This design comes from an exercise in tuning for small area and a short achievable clock period on the open sky130 flow, not from production work.
At most, simulation tests tie the RTL to the original design; equivalence was not proved.
Some runs may be left out. An edit can pass the tests and still lose a function that they never use.
For run 6, only the layout was checked, not whether the RTL still works.

[design.v]
module decryptor #(
    parameter N = 3233,         
    parameter d = 2753          
)(
    input  wire         clk,
    input  wire         reset,
    input  wire [15:0]  encrypted_char,
    output reg  [7:0]   decrypted_char
);
    function [5:0] t61;
        input [5:0] x;
        case (x)
            6'd0: t61 = 6'd0;
            6'd1: t61 = 6'd38;
            6'd2: t61 = 6'd47;
            6'd3: t61 = 6'd50;
            6'd4: t61 = 6'd18;
            6'd5: t61 = 6'd51;
            6'd6: t61 = 6'd49;
            6'd7: t61 = 6'd25;
            6'd8: t61 = 6'd3;
            6'd9: t61 = 6'd8;
            6'd10: t61 = 6'd39;
            6'd11: t61 = 6'd52;
            6'd12: t61 = 6'd59;
            6'd13: t61 = 6'd17;
            6'd14: t61 = 6'd55;
            6'd15: t61 = 6'd35;
            6'd16: t61 = 6'd31;
            6'd17: t61 = 6'd46;
            6'd18: t61 = 6'd42;
            6'd19: t61 = 6'd40;
            6'd20: t61 = 6'd37;
            6'd21: t61 = 6'd4;
            6'd22: t61 = 6'd29;
            6'd23: t61 = 6'd34;
            6'd24: t61 = 6'd20;
            6'd25: t61 = 6'd54;
            6'd26: t61 = 6'd13;
            6'd27: t61 = 6'd33;
            6'd28: t61 = 6'd60;
            6'd29: t61 = 6'd5;
            6'd30: t61 = 6'd16;
            6'd31: t61 = 6'd45;
            6'd32: t61 = 6'd56;
            6'd33: t61 = 6'd1;
            6'd34: t61 = 6'd28;
            6'd35: t61 = 6'd48;
            6'd36: t61 = 6'd7;
            6'd37: t61 = 6'd41;
            6'd38: t61 = 6'd27;
            6'd39: t61 = 6'd32;
            6'd40: t61 = 6'd57;
            6'd41: t61 = 6'd24;
            6'd42: t61 = 6'd21;
            6'd43: t61 = 6'd19;
            6'd44: t61 = 6'd15;
            6'd45: t61 = 6'd30;
            6'd46: t61 = 6'd26;
            6'd47: t61 = 6'd6;
            6'd48: t61 = 6'd44;
            6'd49: t61 = 6'd2;
            6'd50: t61 = 6'd9;
            6'd51: t61 = 6'd22;
            6'd52: t61 = 6'd53;
            6'd53: t61 = 6'd58;
            6'd54: t61 = 6'd36;
            6'd55: t61 = 6'd12;
            6'd56: t61 = 6'd10;
            6'd57: t61 = 6'd43;
            6'd58: t61 = 6'd11;
            6'd59: t61 = 6'd14;
            6'd60: t61 = 6'd23;
            default: t61 = 6'd0;
        endcase
    endfunction
    function [5:0] b53;
        input [5:0] x;
        case (x)
            6'd0: b53 = 6'd0;
            6'd1: b53 = 6'd1;
            6'd2: b53 = 6'd20;
            6'd3: b53 = 6'd2;
            6'd4: b53 = 6'd29;
            6'd5: b53 = 6'd14;
            6'd6: b53 = 6'd40;
            6'd7: b53 = 6'd17;
            6'd8: b53 = 6'd50;
            6'd9: b53 = 6'd4;
            6'd10: b53 = 6'd15;
            6'd11: b53 = 6'd9;
            6'd12: b53 = 6'd5;
            6'd13: b53 = 6'd42;
            6'd14: b53 = 6'd22;
            6'd15: b53 = 6'd28;
            6'd16: b53 = 6'd46;
            6'd17: b53 = 6'd43;
            6'd18: b53 = 6'd27;
            6'd19: b53 = 6'd41;
            6'd20: b53 = 6'd35;
            6'd21: b53 = 6'd34;
            6'd22: b53 = 6'd21;
            6'd23: b53 = 6'd23;
            6'd24: b53 = 6'd47;
            6'd25: b53 = 6'd37;
            6'd26: b53 = 6'd45;
            6'd27: b53 = 6'd8;
            6'd28: b53 = 6'd16;
            6'd29: b53 = 6'd6;
            6'd30: b53 = 6'd30;
            6'd31: b53 = 6'd32;
            6'd32: b53 = 6'd19;
            6'd33: b53 = 6'd18;
            6'd34: b53 = 6'd12;
            6'd35: b53 = 6'd26;
            6'd36: b53 = 6'd10;
            6'd37: b53 = 6'd7;
            6'd38: b53 = 6'd25;
            6'd39: b53 = 6'd31;
            6'd40: b53 = 6'd11;
            6'd41: b53 = 6'd48;
            6'd42: b53 = 6'd44;
            6'd43: b53 = 6'd38;
            6'd44: b53 = 6'd49;
            6'd45: b53 = 6'd3;
            6'd46: b53 = 6'd36;
            6'd47: b53 = 6'd13;
            6'd48: b53 = 6'd39;
            6'd49: b53 = 6'd24;
            6'd50: b53 = 6'd51;
            6'd51: b53 = 6'd33;
            6'd52: b53 = 6'd52;
            default: b53 = 6'd0;
        endcase
    endfunction
    function [5:0] u53;
        input [5:0] x;
        case (x)
            6'd0: u53 = 6'd0;
            6'd1: u53 = 6'd38;
            6'd2: u53 = 6'd28;
            6'd3: u53 = 6'd15;
            6'd4: u53 = 6'd4;
            6'd5: u53 = 6'd44;
            6'd6: u53 = 6'd56;
            6'd7: u53 = 6'd36;
            6'd8: u53 = 6'd9;
            6'd9: u53 = 6'd30;
            6'd10: u53 = 6'd21;
            6'd11: u53 = 6'd37;
            6'd12: u53 = 6'd7;
            6'd13: u53 = 6'd10;
            6'd14: u53 = 6'd43;
            6'd15: u53 = 6'd27;
            6'd16: u53 = 6'd40;
            6'd17: u53 = 6'd48;
            6'd18: u53 = 6'd50;
            6'd19: u53 = 6'd33;
            6'd20: u53 = 6'd49;
            6'd21: u53 = 6'd11;
            6'd22: u53 = 6'd5;
            6'd23: u53 = 6'd20;
            6'd24: u53 = 6'd17;
            6'd25: u53 = 6'd3;
            6'd26: u53 = 6'd2;
            6'd27: u53 = 6'd60;
            6'd28: u53 = 6'd59;
            6'd29: u53 = 6'd45;
            6'd30: u53 = 6'd42;
            6'd31: u53 = 6'd57;
            6'd32: u53 = 6'd51;
            6'd33: u53 = 6'd13;
            6'd34: u53 = 6'd29;
            6'd35: u53 = 6'd12;
            6'd36: u53 = 6'd14;
            6'd37: u53 = 6'd22;
            6'd38: u53 = 6'd35;
            6'd39: u53 = 6'd19;
            6'd40: u53 = 6'd52;
            6'd41: u53 = 6'd55;
            6'd42: u53 = 6'd25;
            6'd43: u53 = 6'd41;
            6'd44: u53 = 6'd32;
            6'd45: u53 = 6'd53;
            6'd46: u53 = 6'd26;
            6'd47: u53 = 6'd6;
            6'd48: u53 = 6'd18;
            6'd49: u53 = 6'd58;
            6'd50: u53 = 6'd47;
            6'd51: u53 = 6'd34;
            6'd52: u53 = 6'd24;
            default: u53 = 6'd0;
        endcase
    endfunction
    reg  [3:0]  state;
    reg  [15:0] input_buffer;
    reg  [5:0]  r61, r53;       
    wire idle = (state == 4'd0);
    wire done = (state == 4'd13);
    wire accept = idle & (encrypted_char != input_buffer);
    wire tap = input_buffer[11];
    wire [6:0] s61 = {r61, tap};
    wire [6:0] s53 = {r53, tap};
    wire [5:0] n61 = (s61 >= 7'd61) ? s61 - 7'd61 : s61[5:0];
    wire [5:0] n53 = (s53 >= 7'd53) ? s53 - 7'd53 : s53[5:0];
    wire [5:0] tb = t61(r61);
    wire [5:0] bb = b53(r53);
    wire [5:0] ub = u53(r53);
    wire [6:0] df = {1'b0, tb} - {1'b0, ub};
    wire [5:0] h  = df[6] ? df[5:0] + 6'd61 : df[5:0];
    wire [7:0] x  = {2'b0, bb} + h * 8'd53;
    always @(posedge clk or posedge reset) begin
        if (reset) begin
            state <= 4'd0;
            input_buffer <= 16'd0;
            decrypted_char <= 8'd0;
        end else begin
            if (idle) begin
                input_buffer <= encrypted_char;
                state <= {3'b0, accept};
            end else begin
                input_buffer <= {input_buffer[15:13], input_buffer[11:0], input_buffer[12]};
                state <= done ? 4'd0 : state + 4'd1;
            end
            if (done)
                decrypted_char <= x;
        end
    end
    always @(posedge clk) begin
        if (idle) begin
            r61 <= {2'b0, encrypted_char[15:12]};
            r53 <= {2'b0, encrypted_char[15:12]};
        end else begin
            r61 <= n61;
            r53 <= n53;
        end
    end
endmodule
[flow/run.sh]
#!/bin/bash
# Own layout flow: the standard flow (standard.sh) with two changes:
#  * synthesis is the standard flow's script, but ABC maps with an area-oriented script (flow/area.abc)
#    instead of ORFS's delay-oriented one; registers are mapped exactly as before;
#  * no full/half-adder extraction and no Kogge-Stone adder map in synthesis, so ABC sees and
#    optimises all of the logic;
#  * ports are buffered with sky130_fd_sc_hd__buf_1 instead of the default buffer.
set -euo pipefail
W=$PWD
F=$W/flow
# ORFS synth.tcl with abc_args replaced right after the preamble that sets them
sed -e "s|^source \$::env(SCRIPTS_DIR)/synth_preamble.tcl\$|&\nset abc_args [list -script $F/area.abc {*}\$lib_args {*}\$lib_dont_use_args]|" \
    "$FLOW_HOME/scripts/synth.tcl" > "$W/own_synth.tcl"
grep -q "area.abc" "$W/own_synth.tcl"
sed -e "s|\$::env(SCRIPTS_DIR)/synth.tcl|$W/own_synth.tcl|" "$W/synth_recipe.tcl" > "$W/own_synth_recipe.tcl"
grep -q "own_synth.tcl" "$W/own_synth_recipe.tcl"
bash "$W/standard.sh" "SYNTH_SCRIPT=$W/own_synth_recipe.tcl" ADDER_MAP_FILE= SYNTH_OPERATIONS_ARGS=-booth \
    "BUFFER_PORTS_ARGS=-buffer_cell sky130_fd_sc_hd__buf_1" finish > "$W/standard_make.log" 2>&1
[flow/area.abc]
strash
&get -n
&deepsyn -T 20
&put
dch -f
map -a
topo
[standard.sh]
#!/bin/bash
# synth_recipe.tcl (not shown) runs the flow's synth.tcl, then flattens the netlist and writes it again
# the make line also repeats each setting of config.mk as NAME=value (left out here)
make -C /OpenROAD-flow-scripts/flow DESIGN_CONFIG=/design/flow/config.mk WORK_HOME=/design/flow/orfs CLKGATE_MAP_FILE= SYNTH_SCRIPT=/design/flow/synth_recipe.tcl "${@:-finish}"
[config.mk]
export PLATFORM = sky130hd
export DESIGN_NAME = decryptor
export DESIGN_NICKNAME = decryptor
export VERILOG_FILES = /design/flow/design.v
export SDC_FILE = /design/flow/constraint.sdc
export NUM_CORES = 4
export LEC_CHECK = 0
export CAP_MARGIN = 20
export CORE_MARGIN = 2
export CORE_UTILIZATION = 40
export SLEW_MARGIN = 20
[constraint.sdc]
create_clock -name core_clock -period 40.0 [get_ports {clk}]
set_input_delay 8.0000 -clock core_clock [delete_from_list [all_inputs] [get_ports {clk}]]
set_output_delay 8.0000 -clock core_clock [all_outputs]
set_load 0.01 [all_outputs]
Fig. 1: run 1, layout detail
Region (47, 47) to (97, 97) um. Cells in grey, sequential cells in the stronger grey; small squares are vias.
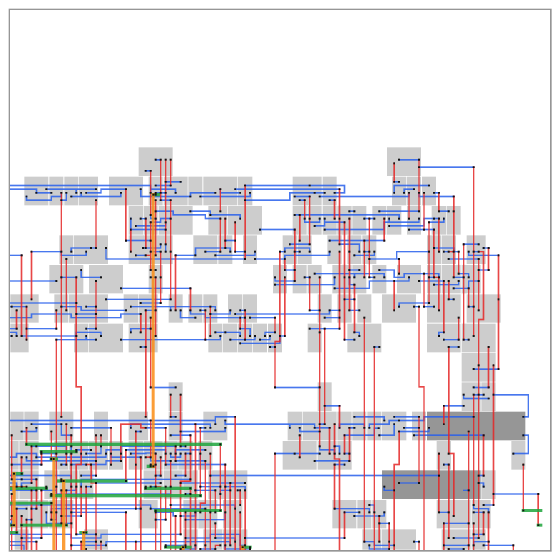
[met3] green
[met2] red
[met4] orange
[met1] blue
most frequent: nor2_1 (33), nand2_1 (32), clkinv_1 (20)
netlist names of flops here include: `decrypted_char` (2)
cells with their middle in the window: 156
sequential cells in the window: 2

Fig. 2: run 1, signal routing as the flow saved it
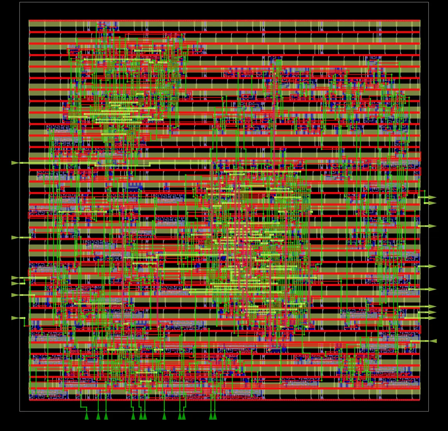
highest routed layer: met4
wire length on met1: 4.45 mm

==> results.yml, run 1 <==
clock_tree:
  post_cts_buffers: 0
  cts.sinks: 40
  clk_pin_slew_ns: 0.08
  cts_buffers: 5
  cts_resized: 0
  cts_tree: "built"
timing:
  holdWs_ns: 0.515
  relSlewSlack_pct: 37.5
  period_needed_ns: 8.82
  timing.fmax_mhz: 113
  slew_violations: 0
  tns_ns: 0
  setup_viol: 0
  fin_crit_sh_pct: 22.1
  layout_setup_ws_ns: 31.18
synthesis:
  ys.flop_type: "dfrtp_1"
  async_flop_share_pct: 70.0
  ys_seq_elements: 40
  synth_xor_area_share_pct: 7.87
  post-synth-top-count-cell: "nor2_1"
  netlist_area_um2: 3450
  synth_compound_area_share_pct: 25.1
finish:
  largestClassByArea: "multi-input combinational cells"
  seq_share_pct: 25.0
  stdcell_area_um2: 3770
  clock_buffers: 6
  nonClkBufAreaFrac_pct: 2.69
  fillCellCount: 868
  fin_cells: 698
  multi_input_area_share_pct: 58.9
  multiInputGateArea_um2: 2220
  register_area_um2: 941
  syn_to_final_growth_pct: 9.33
  reg_top3: "input_buffer (16), decrypted_char (8)"
  final_common_cell: "nor2_1"
drt:
  dr.pass1.iters: 6
  wl_per_cell_um: 13.9
  met3_length_um: 577
min_path:
  holdPathEnd: "input_buffer[1]"
  hp-start: "input_buffer[0]"
  whs_path_depth: 2
floorplan:
  die_w_um: 96.9
  core_um2: 8300
  ioPinCount: 26
global_route:
  grt_max_degree: 39
  met2_usage_pct: 33.9
  antenna_found_initial: 0
  overflow: 0
placed_design:
  gp_congestion: 0.971
  placed_cell_area_um2: 3690
setup_path:
  critPathMaxStageDelay_ns: 0.39
  worstPathRequired_ns: 32.00
  crit_path_start: "decrypted_char[2]"
  regToRegSetupSlack_ns: 33.20
  worst-path-buf-inv: 1
  cp_num_cells: 1
  criticalPathCategory: "reg -> out"
flow_run:
  drv_cap: 0
run_status:
  status: "finished clean"
Fig. 3: run 1, clock network drawn from the DEF
(4 px per um)
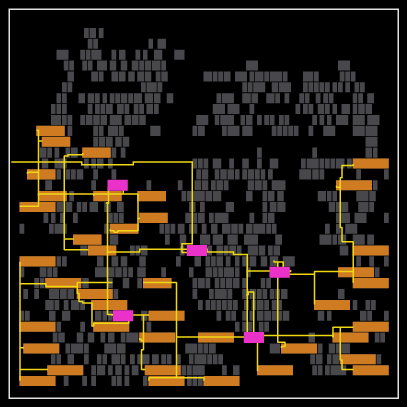
[flip-flops] orange | count: 40
[clock wires] yellow | length: 625 um
[cells driving clock nets] magenta | count: 5
routed clock nets: 6
worst skew pair latency: 0.31 ns
Setup Skew: 0.00806 ns

==> run 1 -> run 2 <==
==> flow/area.abc (replaced) <==
strash
&get -n
&deepsyn -T 20
&put
dch -f
amap
topo
--- a/config.mk
+++ b/config.mk
@@ -10,2 +10,4 @@
 export CORE_UTILIZATION = 40
+export CTS_BUF_LIST = sky130_fd_sc_hd__clkbuf_4 sky130_fd_sc_hd__clkbuf_8
+export CTS_CLUSTER_SIZE = 40
 export SLEW_MARGIN = 20
Fig. 4: run 2, pin placement
(4 px per um) Pins as bars across the die edge, other pins in grey.
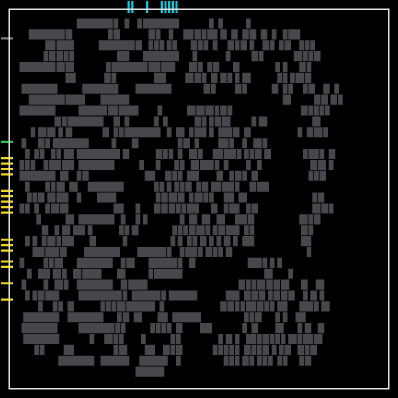
[`reset`] green | pins: 1 | direction: input | edge: left
[`decrypted_char`] cyan | pins: 8 | direction: output | edge: top
[`encrypted_char`] yellow | pins: 16 | direction: input | edge: left

Fig. 5: run 2, signal routing as the flow saved it
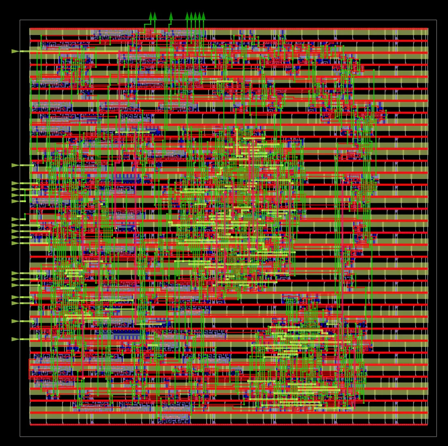
wire length on met1: 4.35 mm
GRT Total Usage: 22.5%

==> run 2 against run 1 <==
Net effect:
- hold slack got worse by 0.027 ns
- utilization fell by 0.31 points
- cell area fell by 3.2%
- worst setup slack got worse by 0.098 ns
- still clean
- routed wire length shrank 0.47%
- synthesized cell count shrank 7.3%
- flip-flop and latch count unchanged
- clock-buffer cell count is the same
- cell count fell by 5.9%
- non-clock buffer count did not move
==> results.yml, run 2 <==
placed_design:
  gp_congestion: 0.954
  dp_cells: 649
  placed_cell_area_um2: 3510
flow_run:
  drv_cap: 0
global_route:
  met2_usage_pct: 37.2
  overflow: 0
  grt_max_degree: 29
  antenna_found_initial: 0
floorplan:
  core_um2: 8090
  ioPinCount: 26
  die_w_um: 94.5
  start_util_pct: 40.5
timing:
  setup_viol: 0
  holdWs_ns: 0.488
  relSlewSlack_pct: 59.4
  clock_skew_ns: 0.0106
  tns_ns: 0
  fin_crit_sh_pct: 22.3
  timing.fmax_mhz: 112
  period_needed_ns: 8.92
  slew_violations: 0
  layout_setup_ws_ns: 31.08
synthesis:
  synth_xor_area_share_pct: 0
  netlist_area_um2: 3280
  ys.flop_type: "dfrtp_1"
  ys_seq_elements: 40
  async_flop_share_pct: 70.0
  post-synth-top-count-cell: "nor2_1"
drt:
  wl_per_cell_um: 14.6
  final_antenna_net_count: 0
  topRoutingLayerUsed: "met4"
  dr.pass1.iters: 6
clock_tree:
  clk-insertion-delay-late_ns: 0.29
  cts_buffers: 5
  post_cts_buffers: 0
  clk_pin_slew_ns: 0.08
  cts_tree: "built"
  cts_resized: 0
  clk_path_buf_depth: 2
setup_path:
  cp_num_cells: 5
  crit_fanout: 3
  crit_path_start: "encrypted_char[15]"
  regToRegSetupSlack_ns: 32.47
  worst-path-buf-inv: 2
  criticalPathCategory: "in -> reg"
  crit_end: "state[0]"
finish:
  seq_share_pct: 25.8
  multiInputGateArea_um2: 2130
  clock_buffers: 6
  nonClkBufAreaFrac_pct: 2.78
  syn_to_final_growth_pct: 11.5
  final_common_cell: "nor2_1"
  register_area_um2: 941
  multi_input_area_share_pct: 58.4
  reg_top3: "input_buffer (16), decrypted_char (8)"
  fillCellCount: 873
  fin_cells: 657
run_status:
  status: "finished clean"
min_path:
  hp-start: "decrypted_char[5]"
  holdPathEnd: "decrypted_char[5]"
  whs_path_depth: 2
==> run 2 -> run 3 <==
--- a/flow/run.sh
+++ b/flow/run.sh
@@ -4,4 +4,2 @@
 #    instead of ORFS's delay-oriented one; registers are mapped exactly as before;
-#  * no full/half-adder extraction and no Kogge-Stone adder map in synthesis, so ABC sees and
-#    optimises all of the logic;
 #  * ports are buffered with sky130_fd_sc_hd__buf_1 instead of the default buffer.
@@ -16,3 +14,3 @@
 grep -q "own_synth.tcl" "$W/own_synth_recipe.tcl"
-bash "$W/standard.sh" "SYNTH_SCRIPT=$W/own_synth_recipe.tcl" ADDER_MAP_FILE= SYNTH_OPERATIONS_ARGS=-booth \
+bash "$W/standard.sh" "SYNTH_SCRIPT=$W/own_synth_recipe.tcl" \
     "BUFFER_PORTS_ARGS=-buffer_cell sky130_fd_sc_hd__buf_1" finish > "$W/standard_make.log" 2>&1
==> flow/area.abc (replaced) <==
strash
&get -n
&deepsyn -T 20
&put
dch -f
map -a
topo
--- a/config.mk
+++ b/config.mk
@@ -10,4 +10,2 @@
 export CORE_UTILIZATION = 40
-export CTS_BUF_LIST = sky130_fd_sc_hd__clkbuf_4 sky130_fd_sc_hd__clkbuf_8
-export CTS_CLUSTER_SIZE = 40
 export SLEW_MARGIN = 20
Fig. 6: run 3, track usage over the die
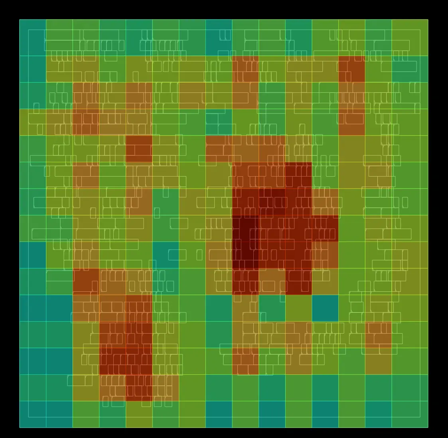
met1 Use GR: 29.6%
per-cell routed wire length: 15.9 um
GRT Total Usage: 22.2%
GRT Max-Usage Layer: met2
fin util: 44.6%

Fig. 7: run 3, pin placement
(4 px per um) Pins as bars across the die edge, other pins in grey.
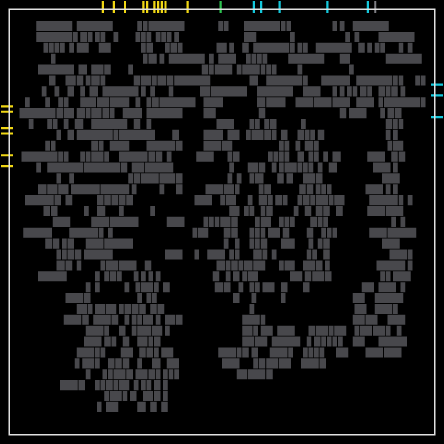
[`reset`] green | pins: 1 | direction: input | edge: top
[`decrypted_char`] cyan | pins: 8 | direction: output | edge: 5 top, 3 right
[`encrypted_char`] yellow | pins: 16 | direction: input | edge: 10 top, 6 left
die height: 106 um
Port Buffers: 25
die width: 106 um

==> run 3 against run 2 <==
Net effect:
- largest cell class unchanged
- register-to-register slack worse by 0.39 ns
- highest routed layer unchanged
- critical endpoint is now decrypted_char[7]
- sequential share of layout area is 5.1 points lower
- non-clock buffer count is 1 higher
- first-iteration DRC count is 18% lower
==> results.yml, run 3 <==
run_status:
  status: "finished clean"
timing:
  clock_skew_ns: 0.0107
  tns_ns: 0
  fin_crit_sh_pct: 22.0
  holdWs_ns: 0.489
  slew_violations: 0
  period_needed_ns: 8.82
  relSlewSlack_pct: 58.2
clock_tree:
  clk-insertion-delay-late_ns: 0.29
  clk_pin_slew_ns: 0.08
  post_cts_buffers: 0
  cts_buffers: 5
  cts.sinks: 40
  cts-htree-levels: 2
  cts_resized: 0
  clk_path_buf_depth: 2
setup_path:
  worst-path-buf-inv: 1
  crit_end: "decrypted_char[7]"
  regToRegSetupSlack_ns: 32.08
  worstPathRequired_ns: 32.00
  criticalPathCategory: "reg -> out"
  critPathMaxStageDelay_ns: 0.36
  cp_num_cells: 1
  crit_fanout: 2
  crit_path_start: "decrypted_char[7]"
  worstSetupStartpointType: "flip-flop"
synthesis:
  synth_edf_count: 0
  ys.flop_type: "dfrtp_1"
  syn_avg_cell_area_um2: 7.00
  post-synth-top-count-cell: "clkinv_1"
  synth_area_leaders: "dfrtp_1 (17%), ha_1 (15%), clkinv_1 (8.7%), nor2_1 (7.9%), nand2_1 (7.5%)"
  synth_xor_area_share_pct: 4.00
  netlist_area_um2: 4160
  async_flop_share_pct: 70.0
  synthMuxAreaShare_pct: 0
  ys_seq_elements: 40
finish:
  final_common_cell: "clkinv_1"
  nonClkBufAreaFrac_pct: 2.39
  reg_top3: "input_buffer (16), decrypted_char (8)"
  fillCellCount: 1064
  drive_gt1_share_pct: 2.86
  register_area_um2: 941
  multi_input_cells: 458
  seq_share_pct: 20.6
  syn_to_final_growth_pct: 9.50
  final_cell_mix: "clkinv_1 (96), nor2_1 (88), nand2_1 (83)"
  fin_cells: 766
  largestClassByArea: "multi-input combinational cells"
  multiInputGateArea_um2: 2860
  design.seq.count: 40
drt:
  topRoutingLayerUsed: "met4"
  final_antenna_net_count: 0
  met1Wirelength_mm: 5.31
  dr.pass1.iters: 6
  met3_length_um: 928
min_path:
  whs_path_depth: 2
  holdPathEnd: "decrypted_char[2]"
  hp-start: "decrypted_char[2]"
global_route:
  overflow: 0
  met2_usage_pct: 36.6
  grt_max_degree: 38
  antenna_found_initial: 0
placed_design:
  gp_congestion: 1.02
  dp_cells: 758
floorplan:
  ioPinCount: 26
  start_util_pct: 40.7
flow_run:
  drv_cap: 0
==> run 3 -> run 4 <==
==> run.sh (new file) <==
#!/bin/bash
# synth_recipe.tcl (not shown) runs the flow's synth.tcl, then flattens the netlist and writes it again
# the make line also repeats each setting of config.mk as NAME=value (left out here)
make -C /OpenROAD-flow-scripts/flow DESIGN_CONFIG=/design/flow/config.mk WORK_HOME=/design/flow/orfs CLKGATE_MAP_FILE= SYNTH_SCRIPT=/design/flow/synth_recipe.tcl finish
removed: flow/run.sh
removed: flow/area.abc
removed: standard.sh
Fig. 8: run 4, track usage over the die
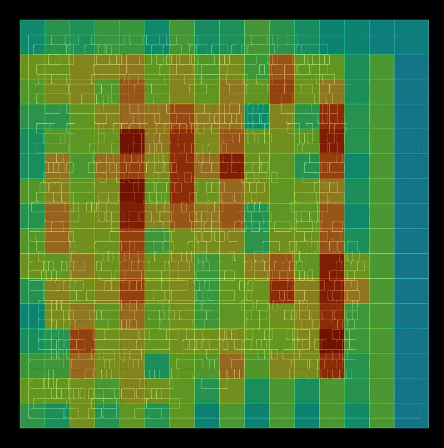
global-route met3 utilization: 1.77%
fin util: 45.2%
met2 usage in global routing: 29.9%

Fig. 9: run 4, pin placement
(3 px per um) Pins as bars across the die edge, other pins in grey.
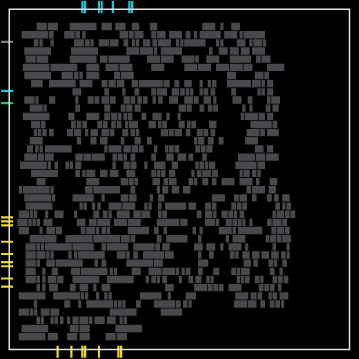
[`reset`] green | pins: 1 | direction: input | edge: left
[`decrypted_char`] cyan | pins: 8 | direction: output | edge: 7 top, 1 left
[`encrypted_char`] yellow | pins: 16 | direction: input | edge: 9 left, 7 bottom
die height: 113 um
die width: 113 um

==> run 4 against run 3 <==
Net effect:
- maximum frequency fell by 3.8%
- worst setup slack got worse by 0.35 ns
- clock-buffer cell count down 1
- cell count grew 1.8%
- critical path depth unchanged
- hold slack got worse by 0.0059 ns
==> results.yml, run 4 <==
timing:
  timing.fmax_mhz: 109
  tns_ns: 0
  period_needed_ns: 9.17
  final_hold_viol_count: 0
  fin_crit_sh_pct: 22.9
  rsz0062_at_grt: "no"
  slew_violations: 0
  holdWs_ns: 0.483
  relSlewSlack_pct: 28.5
  clock_skew_ns: 0.00758
  setup_viol: 0
  layout_setup_ws_ns: 30.83
finish:
  reg_top3: "input_buffer (16), decrypted_char (8)"
  stdcell_area_um2: 5200
  nNetsFinal: 712
  syn_to_final_growth_pct: 9.62
  seq_share_pct: 18.1
  nNonClkBuffers: 30
  fin_cells: 780
  register_area_um2: 942
  fillCellCount: 1196
  multi_input_area_share_pct: 67.5
  design.seq.count: 40
  nonClkBufAreaFrac_pct: 5.53
  final_cell_mix: "nand2_1 (89), o21ai_0 (61), nor2_1 (55), a21oi_1 (55), ha_1 (51)"
  largestClassByArea: "multi-input combinational cells"
  multi_input_cells: 528
  drive_gt1_share_pct: 5.18
  clock_buffers: 6
  final_common_cell: "nand2_1"
  multiInputGateArea_um2: 3510
setup_path:
  regToRegSetupSlack_ns: 32.32
  worstPathRequired_ns: 32.00
  crit_path_start: "decrypted_char[2]"
  crit_fanout: 2
  crit_arrival_ns: 1.17
  criticalPathCategory: "reg -> out"
  cp_num_cells: 1
  cp-end-kind: "output port"
  worstSetupStartpointType: "flip-flop"
  worst-path-buf-inv: 1
  crit_end: "decrypted_char[2]"
  critPathMaxStageDelay_ns: 0.55
synthesis:
  synthMuxAreaShare_pct: 2.53
  ys.flop_type: "dfrtp_1"
  synth_area_leaders: "dfrtp_1 (15%), ha_1 (13%), xnor2_1 (7.4%), nand2_1 (7.0%), o21ai_0 (6.4%)"
  syn_avg_cell_area_um2: 7.37
  synth_edf_count: 0
  synth_top_family_by_area: "compound AO/OA/AOI/OAI gates"
  synthSimpleGateAreaFrac_pct: 21.1
  ys_seq_elements: 40
  post-synth-top-count-cell: "nand2_1"
  async_flop_share_pct: 70.0
  yosysTopAreaCell: "dfrtp_1"
  netlist_area_um2: 4750
  synth_compound_area_share_pct: 25.2
  seq_area_frac_synth_pct: 19.8
  synth_xor_area_share_pct: 8.75
flow_run:
  drv_cap: 0
global_route:
  use_met1_pct: 26.9
  grt_pass1_wl_mm: 19.7
  overflow: 0
  antenna_found_initial: 0
  grt_max_degree: 70
  grtUsageTotal_pct: 18.6
  grt-busiest-layer: "met2"
floorplan:
  start_util_pct: 41.2
  core_um2: 11500
  ioPinCount: 26
  die_area_um2: 12800
clock_tree:
  cts_tree: "built"
  clk_pin_slew_ns: 0.06
  cts_resized: 0
  cts.sinks: 40
  cts-htree-levels: 2
  post_cts_buffers: 0
  clk_path_buf_depth: 2
  cts_buffers: 5
  clk-insertion-delay-late_ns: 0.29
  cts_root_buf: "clkbuf_16"
drt:
  drcViolationCount: 0
  final_antenna_net_count: 0
  dr.pass1.iters: 5
  met3_length_um: 382
  topRoutingLayerUsed: "met4"
  dr_total_vias: 4414
  met1Wirelength_mm: 5.66
  wl_per_cell_um: 15.1
placed_design:
  gp_congestion: 0.897
  dp_cells: 772
  port_buffers: 25
  detailed_place_hpwl_mm: 8.55
  placed_cell_area_um2: 5040
min_path:
  holdPathEnd: "decrypted_char[6]"
  whs_path_depth: 2
  hp-start: "decrypted_char[6]"
run_status:
  status: "finished clean"
==> run 4 -> run 5 <==
==> flow/run.sh (new file) <==
#!/bin/bash
# Own layout flow: the standard flow (standard.sh) with these changes:
#  * synthesis is the standard flow's script (registers are mapped exactly as there), but:
#    - no full/half-adder extraction and no Kogge-Stone adder map, so ABC sees all the logic;
#    - ABC maps the logic fed by encrypted_char with ORFS's delay-oriented script and the rest
#      with an area-oriented script (flow/abc_split.tcl, flow/area.abc);
#  * ports are buffered with sky130_fd_sc_hd__buf_1 instead of the default buffer.
# Usage: bash flow/run.sh [make target], default finish. Logs: standard_make.log, orfs/logs/.
set -euo pipefail
W=$PWD
F=$W/flow
sed -e "s|^  log_cmd abc {\*}\$abc_args\$|  set ::own_flow_dir $F\n  source $F/abc_split.tcl|" \
    "$FLOW_HOME/scripts/synth.tcl" > "$W/own_synth.tcl"
grep -q "abc_split.tcl" "$W/own_synth.tcl"
sed -e "s|\$::env(SCRIPTS_DIR)/synth.tcl|$W/own_synth.tcl|" "$W/synth_recipe.tcl" > "$W/own_synth_recipe.tcl"
grep -q "own_synth.tcl" "$W/own_synth_recipe.tcl"
bash "$W/standard.sh" "SYNTH_SCRIPT=$W/own_synth_recipe.tcl" ADDER_MAP_FILE= SYNTH_OPERATIONS_ARGS=-booth \
    "BUFFER_PORTS_ARGS=-buffer_cell sky130_fd_sc_hd__buf_1" ${1:-finish} > "$W/standard_make.log" 2>&1
==> flow/abc_split.tcl (new file) <==
# Sourced by the own synthesis in place of ORFS's single ABC call.
# The logic fed by encrypted_char (the change detector and the state update, up to the first
# registers) is mapped with ORFS's own delay-oriented script and arguments; all other logic is
# mapped with the area-oriented script flow/area.abc.
set speed_args $abc_args
set area_args [list -script $::own_flow_dir/area.abc {*}$lib_args {*}$lib_dont_use_args]
select -set incone w:encrypted_char %co*:-sky130_fd_sc_hd__dfrtp_1:-sky130_fd_sc_hd__dfxtp_1
select -list @incone
log_cmd abc {*}$speed_args @incone
log_cmd abc {*}$area_args
==> flow/area.abc (new file) <==
strash
&get -n
&deepsyn -T 20
&put
dch -f
amap
topo
==> standard.sh (new file) <==
#!/bin/bash
# synth_recipe.tcl (not shown) runs the flow's synth.tcl, then flattens the netlist and writes it again
# the make line also repeats each setting of config.mk as NAME=value (left out here)
make -C /OpenROAD-flow-scripts/flow DESIGN_CONFIG=/design/flow/config.mk WORK_HOME=/design/flow/orfs CLKGATE_MAP_FILE= SYNTH_SCRIPT=/design/flow/synth_recipe.tcl "${@:-finish}"
--- a/config.mk
+++ b/config.mk
@@ -10,2 +10,4 @@
 export CORE_UTILIZATION = 40
+export CTS_BUF_LIST = sky130_fd_sc_hd__clkbuf_4 sky130_fd_sc_hd__clkbuf_8
+export CTS_CLUSTER_SIZE = 40
 export SLEW_MARGIN = 20
removed: run.sh
Fig. 10: run 5, signal routing as the flow saved it
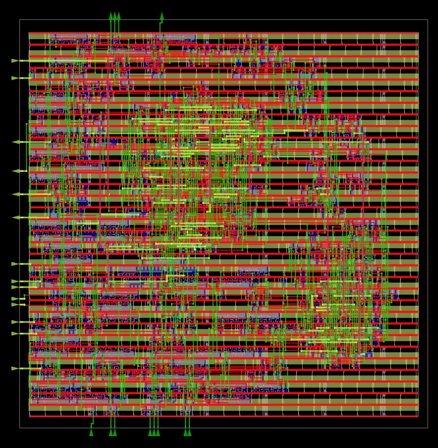
per-cell routed wire length: 13.8 um
met3 wire length: 624 um
wire length on met1: 4.24 mm

Fig. 11: run 5, sequential cells coloured by netlist name
(6 px per um) Other sequential cells in the stronger grey, the rest of the logic in the fainter grey.
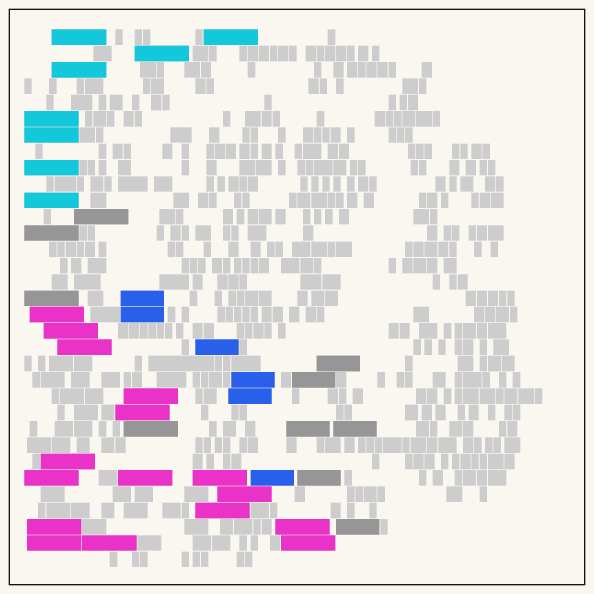
[`input_buffer`] magenta | sequential cells: 16 | where: bottom left
[`decrypted_char`] cyan | sequential cells: 8 | where: top left
[`r53`] blue | sequential cells: 6 | where: middle
fin util: 45.2%
flip-flop and latch share of the layout cell area: 25.4%
Sequential cell area: 941 um^2

==> run 5 against run 4 <==
Net effect:
- utilization about the same
- routed wire length fell by 23%
==> results.yml, run 5 <==
run_status:
  status: "finished clean"
global_route:
  antenna_found_initial: 0
  use_met1_pct: 28.4
  grtUsageMet3_pct: 2.92
  grt-busiest-layer: "met2"
  grt_pass1_wl_mm: 15.1
  grtUsageTotal_pct: 20.9
  grt_max_degree: 35
  overflow: 0
  met2_usage_pct: 33.7
finish:
  fin_cells: 653
  multi_input_area_share_pct: 58.8
  nNonClkBuffers: 26
  largestClassByArea: "multi-input combinational cells"
  final_cell_mix: "nor2_1 (137), o21ai_0 (59), clkinv_1 (50)"
  design.seq.count: 40
  drive_gt1_share_pct: 4.20
  final_common_cell: "nor2_1"
  reg_top3: "input_buffer (16), decrypted_char (8)"
  fillCellCount: 854
  stdcell_area_um2: 3700
  multiInputGateArea_um2: 2170
  clock_buffers: 5
  syn_to_final_growth_pct: 10.1
  multi_input_cells: 411
  nNetsFinal: 565
  nonClkBufAreaFrac_pct: 2.74
placed_design:
  dp_cells: 645
  port_buffers: 25
  placed_cell_area_um2: 3580
  detailed_place_hpwl_mm: 7.06
  gp_congestion: 1.00
synthesis:
  ys_seq_elements: 40
  syn_avg_cell_area_um2: 6.50
  seq_area_frac_synth_pct: 28.0
  ys.flop_type: "dfrtp_1"
  synth_area_leaders: "dfrtp_1 (21%), nor2_1 (15%), o21ai_0 (8.8%), dfxtp_1 (7.2%), clkinv_1 (5.7%)"
  synth_edf_count: 0
  synth_compound_area_share_pct: 28.6
  synth_top_family_by_area: "compound AO/OA/AOI/OAI gates"
  yosysTopAreaCell: "dfrtp_1"
  synth_top_area_share_pct: 20.9
  async_flop_share_pct: 70.0
  synth_xor_area_share_pct: 4.17
  synthSimpleGateAreaFrac_pct: 27.8
  post-synth-top-count-cell: "nor2_1"
  synthMuxAreaShare_pct: 4.02
  netlist_area_um2: 3360
floorplan:
  die_w_um: 95.6
  ioPinCount: 26
  n_tap_cell: 105
  core_um2: 8180
  die_area_um2: 9150
  die_y_um: 95.6
  start_util_pct: 41.1
drt:
  final_antenna_net_count: 0
  drt_iter0_markers: 268
  drcViolationCount: 0
  topRoutingLayerUsed: "met4"
  dr_total_vias: 3635
  dr.pass1.iters: 5
setup_path:
  regToRegSetupSlack_ns: 32.61
  crit_path_start: "decrypted_char[2]"
  cp-end-kind: "output port"
  crit_end: "decrypted_char[2]"
  cp_num_cells: 1
  criticalPathCategory: "reg -> out"
  worst-path-buf-inv: 1
  crit_fanout: 2
  worstSetupStartpointType: "flip-flop"
  worstPathRequired_ns: 32.00
  crit_arrival_ns: 0.81
  critPathMaxStageDelay_ns: 0.39
clock_tree:
  cts_root_buf: "clkbuf_8"
  cts_resized: 0
  cts_tree: "built"
  post_cts_buffers: 0
  clk-insertion-delay-late_ns: 0.29
  cts_hold_buf: 0
  cts.sinks: 40
  clk_pin_slew_ns: 0.08
  clk_path_buf_depth: 2
  cts-htree-levels: 2
  cts_buffers: 5
min_path:
  holdPathEnd: "decrypted_char[4]"
  hp-start: "decrypted_char[4]"
  whs_path_depth: 2
timing:
  slew_violations: 0
  final_hold_viol_count: 0
  relSlewSlack_pct: 54.3
  rsz0062_at_grt: "no"
  fin_crit_sh_pct: 22.0
  clock_skew_ns: 0.00936
  layout_setup_ws_ns: 31.19
  tns_ns: 0
  timing.fmax_mhz: 113
  holdWs_ns: 0.490
  period_needed_ns: 8.81
  setup_viol: 0
flow_run:
  drv_cap: 0
==> run 5 -> run 6 <==
==> design.v (replaced) <==
module decryptor #(
    parameter N = 3233,         
    parameter d = 2753          
)(
    input  wire         clk,
    input  wire         reset,
    input  wire [15:0]  encrypted_char, 
    output reg  [7:0]   decrypted_char 
);
    reg [31:0] base;            
    reg [31:0] result;          
    reg [15:0] exponent;        
    reg [4:0]  bit_count;       
    reg        computing;       
    reg [15:0] input_buffer;    
    reg [31:0] next_base;
    reg [31:0] next_result;
    reg [15:0] next_exponent;
    reg [4:0]  next_bit_count;
    reg        next_computing;
    reg [15:0] next_input_buffer;
    reg [7:0]  next_decrypted_char;
    always @(*) begin
        next_base = base;
        next_result = result;
        next_exponent = exponent;
        next_bit_count = bit_count;
        next_computing = computing;
        next_input_buffer = input_buffer;
        next_decrypted_char = decrypted_char;
        if (!computing) begin
            if (encrypted_char != input_buffer) begin
                next_input_buffer = encrypted_char;
                next_base = encrypted_char;
                next_result = 32'd1;
                next_exponent = d;
                next_bit_count = 5'd12;   
                next_computing = 1'b1;
            end
        end else begin
            if (bit_count > 0) begin
                if (exponent[0]) begin
                    next_result = (result * base) % N;
                end
                next_base = (base * base) % N;
                next_exponent = exponent >> 1;
                next_bit_count = bit_count - 1;
            end else begin
                next_decrypted_char = result[7:0];   
                next_computing = 1'b0;
            end
        end
    end
    always @(posedge clk or posedge reset) begin
        if (reset) begin
            decrypted_char <= 8'b0;
            base <= 32'b0;
            result <= 32'b0;
            exponent <= 16'b0;
            bit_count <= 5'b0;
            computing <= 1'b0;
            input_buffer <= 16'b0;
        end else begin
            decrypted_char <= next_decrypted_char;
            base <= next_base;
            result <= next_result;
            exponent <= next_exponent;
            bit_count <= next_bit_count;
            computing <= next_computing;
            input_buffer <= next_input_buffer;
        end
    end
endmodule
==> run.sh (new file) <==
#!/bin/bash
# synth_recipe.tcl (not shown) runs the flow's synth.tcl, then flattens the netlist and writes it again
# the make line also repeats each setting of config.mk as NAME=value (left out here)
make -C /OpenROAD-flow-scripts/flow DESIGN_CONFIG=/design/flow/config.mk WORK_HOME=/design/flow/orfs CLKGATE_MAP_FILE= SYNTH_SCRIPT=/design/flow/synth_recipe.tcl finish
--- a/config.mk
+++ b/config.mk
@@ -10,4 +10,2 @@
 export CORE_UTILIZATION = 40
-export CTS_BUF_LIST = sky130_fd_sc_hd__clkbuf_4 sky130_fd_sc_hd__clkbuf_8
-export CTS_CLUSTER_SIZE = 40
 export SLEW_MARGIN = 20
removed: flow/run.sh
removed: flow/abc_split.tcl
removed: flow/area.abc
removed: standard.sh
Fig. 12: run 6, track usage over the die
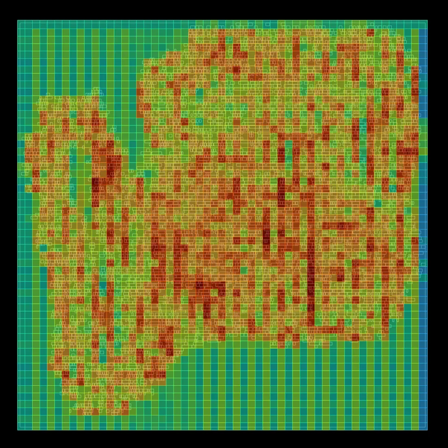
GRT Total Usage: 22.3%
fin util: 41.2%
met1 Use GR: 31.7%

Fig. 13: run 6, sequential cells coloured by netlist name
(2 px per um) Other sequential cells in the stronger grey, the rest of the logic in the fainter grey.
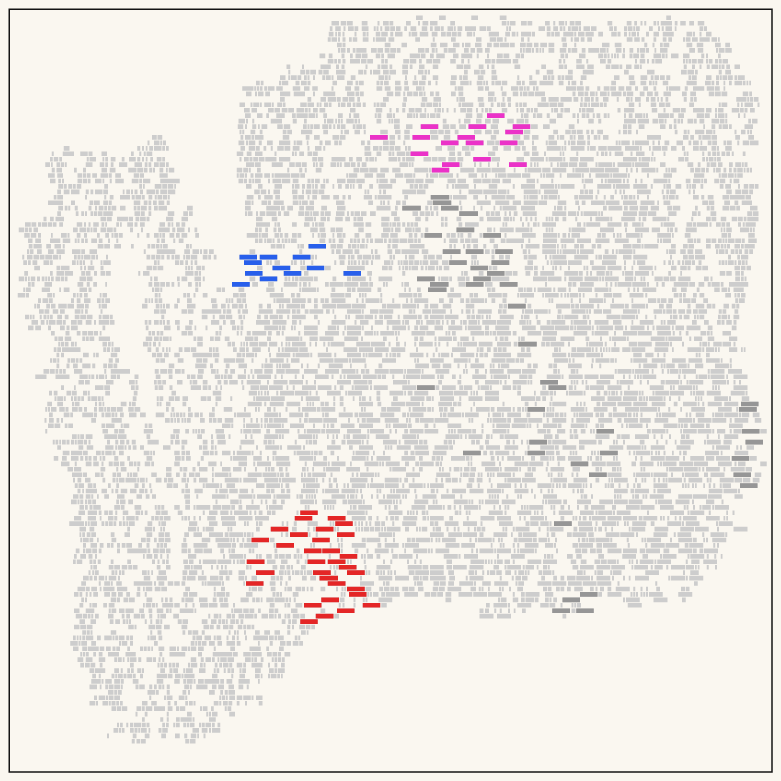
[`exponent`] blue | sequential cells: 12
[`input_buffer`] magenta | sequential cells: 16 | where: top middle
[`result`] red | sequential cells: 32 | where: bottom middle
not coloured: 46

==> run 6 against run 5 <==
Net effect:
- sequential share of layout area is 21 points lower
- area after synthesis grew to 17 times the previous value
- utilization decreased by 4.0 points
- critical endpoint is now result[7]
==> results.yml, run 6 <==
run_status:
  status: "finished clean"
clock_tree:
  cts_buffers: 9
  cts_root_buf: "clkbuf_16"
  clk_pin_slew_ns: 0.10
  cts_resized: 0
global_route:
  met2_usage_pct: 37.1
  overflow: 0
  antenna_found_initial: 5
  grtUsageMet3_pct: 2.26
  grt_max_degree: 65
  grt_pass1_wl_mm: 268
timing:
  setup_viol: 0
  clock_skew_ns: 0.0269
  final_hold_viol_count: 0
  period_needed_ns: 34.22
  relSlewSlack_pct: 22.7
  slew_violations: 0
  tns_ns: 0
finish:
  multiInputGateArea_um2: 48400
  nNetsFinal: 7735
  fin_cells: 8576
setup_path:
  cp_num_cells: 103
  criticalPathCategory: "reg -> reg"
  crit_end: "result[7]"
  critPathMaxStageDelay_ns: 1.01
  worstPathRequired_ns: 40.30
synthesis:
  netlist_area_um2: 56700
  synthMuxAreaShare_pct: 2.08
  ys.flop_type: "dfrtp_1"
  synth_top_family_by_area: "adder cells"
  yosysTopAreaCell: "fa_1"
  synth_compound_area_share_pct: 21.9
  synth_edf_count: 0
drt:
  drt_iter0_markers: 3566
  met3_length_mm: 7.56
  met1Wirelength_mm: 75.4
  topRoutingLayerUsed: "met5"
min_path:
  hp-start: "exponent[7]"
floorplan:
  start_util_pct: 40.2
  core_um2: 141000
  n_tap_cell: 1890

==> what the ideal ports hide <==
The flow's constraints put no driver on any port. The routed layouts listed below were extracted and timed again, unchanged, in two steps. Step 1: set_driving_cell puts a clkbuf_16 on clk and a buf_2 on each other input, an assumption about the parent block. Step 2, shift: input delay + t, output delay - t, t = (earliest + latest rising clock arrival at the registers) / 2. This alone moves slack from input paths to output paths. a / b / c = ideal ports / drivers / drivers and shift; a / b = the first two.
| run | t (ns) | setup slack, ns | hold WS [ns] | clock arrival spread, ns |
|---|---|---|---|---|
| run 1 | 0.333 | 31.177 / 31.148 / 30.930 | 0.515 / 0.515 / 0.515 | 0.009 / 0.008 |
| run 2 | 0.314 | 31.080 / 31.086 / 30.772 | 0.488 / 0.488 / 0.488 | 0.011 / 0.012 |
| run 3 | 0.317 | 31.180 / 31.151 / 30.983 | 0.489 / 0.489 / 0.489 | 0.010 / 0.011 |
| run 4 | 0.319 | 30.833 / 30.796 / 30.555 | 0.483 / 0.483 / 0.483 | 0.008 / 0.008 |
| run 5 | 0.314 | 31.186 / 31.160 / 31.103 | 0.490 / 0.490 / 0.490 | 0.010 / 0.009 |
| run 6 | 0.452 | 5.777 / 5.777 / 5.777 | 0.484 / 0.484 / 0.484 | 0.026 / 0.027 |
After both steps every run listed still meets setup and hold. For run 2, which loses most, drivers alone change the setup slack by +0.006 ns; drivers and shift together by -0.308 ns.
